What follows belongs to an exercise in optimizing a design on an open flow for small area; a production flow would make more cautious choices. Function not checked in this run: the RTL went through the layout flow alone. Power figures rest on the tool's default switching activity, not on a simulated workload.

Sequential cells colored by instance or generate block:
Drawn at 1 px/um. Other sequential cells in the stronger gray, the rest of the logic in the fainter gray.
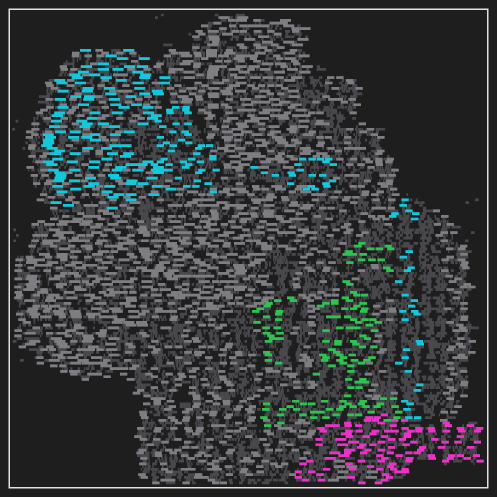
Metal 1:
Drawn at 1 px/um.
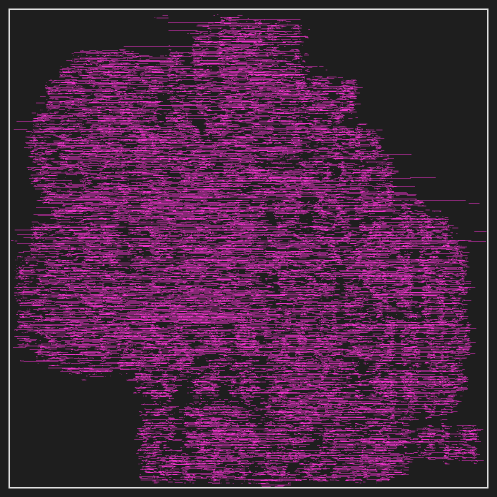
CTS result over the die:
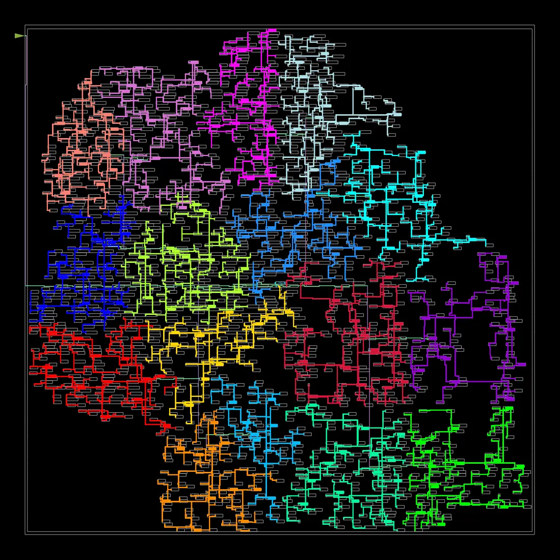
Signal wires on met2:
Drawn at 1 px/um.
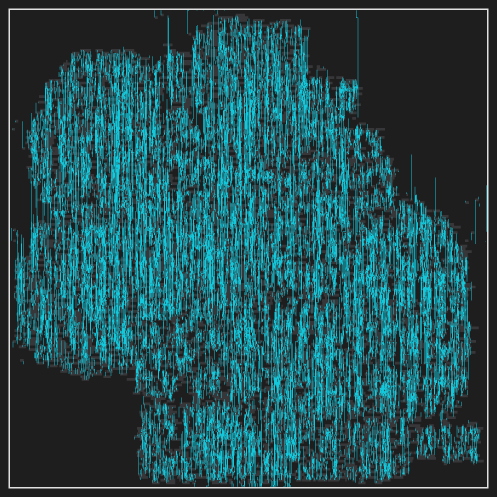
Local utilization:
24 x 24 tiles, from dark purple (low) to yellow (high), 0 to 100% covered.
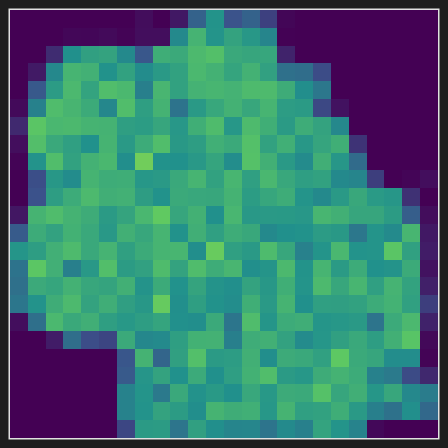
--- flow/design.v: outline only ---
// module Csrs: 214 lines
// module UartTransmitter_b476: 393 lines
// module UartReceiver_b476: 384 lines
// module MemReader: 119 lines
// module RefreshController: 2390 lines
// module I2cController_2de2: 538 lines
// module TlcController: 356 lines
// module Cubeware: 1382 lines
module Cubeware (
    output io_uart_tx,
    input io_uart_rx,
    output io_i2cs_i0_sda_o,
    input io_i2cs_i0_sda_i,
    output io_i2cs_i0_scl_o,
    input io_i2cs_i0_scl_i,
    output io_i2cs_i1_sda_o,
    input io_i2cs_i1_sda_i,
    output io_i2cs_i1_scl_o,
    input io_i2cs_i1_scl_i,
    output io_i2cs_i2_sda_o,
    input io_i2cs_i2_sda_i,
    output io_i2cs_i2_scl_o,
    input io_i2cs_i2_scl_i,
    output io_i2cs_i3_sda_o,
    input io_i2cs_i3_sda_i,
    output io_i2cs_i3_scl_o,
    input io_i2cs_i3_scl_i,
    output io_resetns_i0,
    output io_resetns_i1,
    output io_resetns_i2,
    output io_resetns_i3,
    output [7 : 0] io_layer_mask,
    output [8 : 0] io_ram_read_address,
    input [7 : 0] io_ram_read_data,
    output [8 : 0] io_ram_write_address,
    output io_ram_write_write,
    output [7 : 0] io_ram_write_data,
    input io_clock,
    input io_reset
);
  // ...
==> flow/run.sh <==
#!/bin/bash
# synth_recipe.tcl (not shown) runs the flow's synth.tcl, then flattens the netlist and writes it again
# the make line also repeats each setting of config.mk as NAME=value (left out here)
make -C /OpenROAD-flow-scripts/flow DESIGN_CONFIG=/design/flow/config.mk WORK_HOME=/design/flow/orfs CLKGATE_MAP_FILE= SYNTH_SCRIPT=/design/flow/synth_recipe.tcl finish
==> flow/config.mk <==
export PLATFORM = sky130hd
export DESIGN_NAME = Cubeware
export DESIGN_NICKNAME = Cubeware
export VERILOG_FILES = /design/flow/design.v
export SDC_FILE = /design/flow/constraint.sdc
export NUM_CORES = 4
export LEC_CHECK = 0
export CAP_MARGIN = 20
export CORE_MARGIN = 2
export CORE_UTILIZATION = 40
export SLEW_MARGIN = 20
==> flow/constraint.sdc <==
create_clock -name core_clock -period 10.0 [get_ports {io_clock}]
set_input_delay 2.0000 -clock core_clock [delete_from_list [all_inputs] [get_ports {io_clock}]]
set_output_delay 2.0000 -clock core_clock [all_outputs]
set_load 0.01 [all_outputs]
==> metrics.md <==
| Metric | Value |
|---|---|
| Maximum VDD drop | `181 uV` |
| Critical path's slowest cell | `a2111oi_1` |
| Met2 Track Usage GR | `35.5%` |
| Layout cells sized above 1 | `5.96%` |
| Signal buffers share of area | `1.48%` |
| All-Layer GR Usage | `22.1%` |
| Crit end category | `output port` |
| Post-route ant nets | `0` |
| Buffers plus inverters on the worst setup path | `2` |
| Via total after detailed routing | `between 70k and 80k` |
| Outcome | `complete, no violations` |
| Simple-gate share of the synthesized area | `22.0%` |
| Routability cong. | `about 0.9` |
| Met2 wire length | `120 mm` |
| Vias per inst | `around 5.6` |
| Logic pwr share | `4.9%` |
| Reg2reg path depth | `11` |
| Sum of negative setup slack | `0 ns` |
| Post-synth top area share | `30.6%` |
| Area share of fa/ha/maj cells after synthesis | `6.19%` |
| Cells after Synth | `9692` |
| Syn-to-layout area delta | `11.3%` |
| Die width | `477 um` |
| Tap cell count | `between 2k and 3k` |
| Net switching power | `3900 uW` |
| Largest area contributor in the netlist | `dfxtp_1` |
| Iter 0 DRT Violations | `approximately 6.4k` |
| Detailed route wirelength on metal3 | `approximately 17 mm` |
| WL final | `261 mm` |
| DP Worst Slack | `roughly 4.2 ns` |
| Largest cell class | `registers` |
| Top_reg_cell synth | `dfxtp_1` |
| Tcrit/Tclk final | `a little over three fifths` |
| Unique masters post-synth | `98` |
| Wire per inst | `20.6 um` |
| CP cell instances | `inv_1 -> ha_1 -> nand2b_1 -> a211oi_1 -> o21bai_1 -> a2111oi_1 -> o211a_4 -> o21ai_0 -> clkdlybuf4s50_1` |
| Multi-input gates | `6910` |
| DRC Markers | `0` |
| HPWL Detailed | `172 mm` |
| Seq group | `8120 uW` |
| Skew final | `0.0807 ns` |
| Switching Fraction | `a little under a quarter` |
| ClkCell Share | `6.93%` |
| Final setup violation count | `0` |
| Core Rows | `173` |
| Post-synthesis sequential area ratio | `between 40 and 50%` |
| Drt first pass iters | `8` |
| Leak | `~0.035 uW` |
| Mux cell area share after synthesis | `2.85%` |
| Most frequent cells in the layout | `dfxtp_1, nand2_1, nor2_1, a21oi_1, nand3_1` |
| Clock Path Buffers | `3` |
| Ranking of synthesized cells by area | `dfxtp_1, edfxtp_1, ha_1` |
| Uppermost layer routed | `met5` |
| Clk slew on worst S/H paths | `0.06 ns` |
| Sequential power share | `48.6%` |
| Mapped Nets | `10.2k` |
| F_max | `approximately 160 MHz` |
| First-pass GRT wire length | `398 mm` |
| Final Max Slew Viols | `0` |
| Root Buffer | `clkbuf_16` |
| Multi-input combinational area share | `42.4%` |
| Pwr top | `sequential cells` |
| Placed insts | `12.3k` |
| Final hold viol count | `0` |
| Pwr Total | `16700 uW` |
| IO Pins | `67` |
| Commonest non-fill, non-tap cell in the layout | `dfxtp_1` |
| Initial antenna violation count | `4` |
| Worst EP arrival | `4.33 ns` |
| Internal | `12800 uW` |
| Non-clock inverter count in the final layout | `301` |
| Repair and plain buffers | `170` |
| Layout clock buffer count | `slightly below 300` |
| Largest family of logic cells by synthesized area | `simple AND/OR/NAND/NOR gates` |
| R2R Setup Slk | `4.07 ns` |
| Multi-input gate area | `42200 um2` |
| Worst path max stage delay | `0.88 ns` |
| H-tree depth | `4` |
| Postcts setup bufs | `0` |
| M1 WL | `~110 mm` |
| Mapped cell area | `89500 um2` |
| Placed Instance Area | `roughly 90000 um2` |
| HP Class | `reg -> reg` |
| Vias in the first global route | `~67k` |
| Comb pwr | `826 uW` |
| Largest net degree at the start of global routing | `200` |
| Seq/total area | `44.3%` |
| Post-synth ARST share | `0%` |
| Diode count | `5` |
| Crit path launch type | `flop` |
## Picture notes: 'sequential cells colored by instance or generate block'
[cyan] TlcController_1 | sequential cells: 233
[green] csrs | sequential cells: 144
[magenta] uart_tx | sequential cells: 117 | where: bottom right
not colored: 1431
Post-Layout Cell Count: 12.7k
die footprint: 227000 um2
Final Util: 44.8%

## Picture notes: 'metal 1'
nets with wire on the layer: 9558
main direction: horizontal
share of all routed wire: 44%
longest straight run: 95.7 um
wire length on this layer: 115 mm

## Picture notes: 'CTS result over the die'
Num Clock Sinks: 1925
Num CTS Buffers: 205
FF+latch count: 1925

## Picture notes: 'signal wires on met2'
nets with wire on the layer: 7980
longest straight run: 128 um

## Picture notes: 'local utilization'
nearly empty tiles: 20%
mean over tiles: 42%
fullest tile: 78%
Initial Util: 40.2%
Core ar.: 222000 um2

[synthesized netlist by cell type, drive strengths merged, types with 20 or more instances]
| library cell | count |
|---|---|
| nand4 | 144 |
| and3 | 148 |
| nor3 | 154 |
| a311oi | 49 |
| and4 | 28 |
| dfxtp | 1369 |
| a211o | 23 |
| mux2i | 221 |
| clkbuf | 455 |
| a221oi | 64 |
| nor3b | 25 |
| or2 | 30 |
| nor2b | 426 |
| xor2 | 166 |
| ha | 441 |
| a31oi | 65 |
| buf | 101 |
| o21ai | 217 |
| nand3 | 715 |
| nand2 | 1081 |
| edfxtp | 556 |
| and2 | 116 |
| xnor2 | 130 |
| a222oi | 50 |
| nor4 | 76 |
| a21oi | 852 |
| nor2 | 956 |
| a22oi | 120 |
| a221o | 25 |
| o211ai | 20 |
| a22o | 42 |
| a21o | 46 |
| a211oi | 72 |
| mux2 | 30 |
| inv | 300 |
| nand2b | 102 |
| or3 | 47 |
[cells by family after synthesis]
| family | after synthesis |
|---|---|
| AOI/OAI and AO/OA | 1832 |
| xor gates and xnor gates | 296 |
| adders and majority gates | 442 |
| buffers and inverters | 857 |
| DFF | 1925 |
| muxes | 251 |
| and+or+nand+nor | 4089 |

## afterwards: timing with drivers on the ports
The flow's constraints put no driver on any port. The routed layout listed below was extracted and timed again, unchanged, in two steps. Step 1: set_driving_cell puts a clkbuf_16 on io_clock and a buf_2 on each other input, an assumption about the parent block. Step 2 moves the port delays by t, midway between the first and last clock arrival at a register: inputs arrive t later, outputs are due t later. That takes back most of the time a late clock gives input paths. a / b / c = ideal ports / drivers / drivers and shift; a / b = the first two.
t (ns): 0.933
setup WS [ns]: 3.675 / 3.584 / 4.067
slew at the worst register clock pin (ns): 0.07 / 0.07
After both steps setup and hold are still met in this run. For this run, drivers alone change the setup slack by -0.091 ns; drivers and shift together by +0.392 ns.
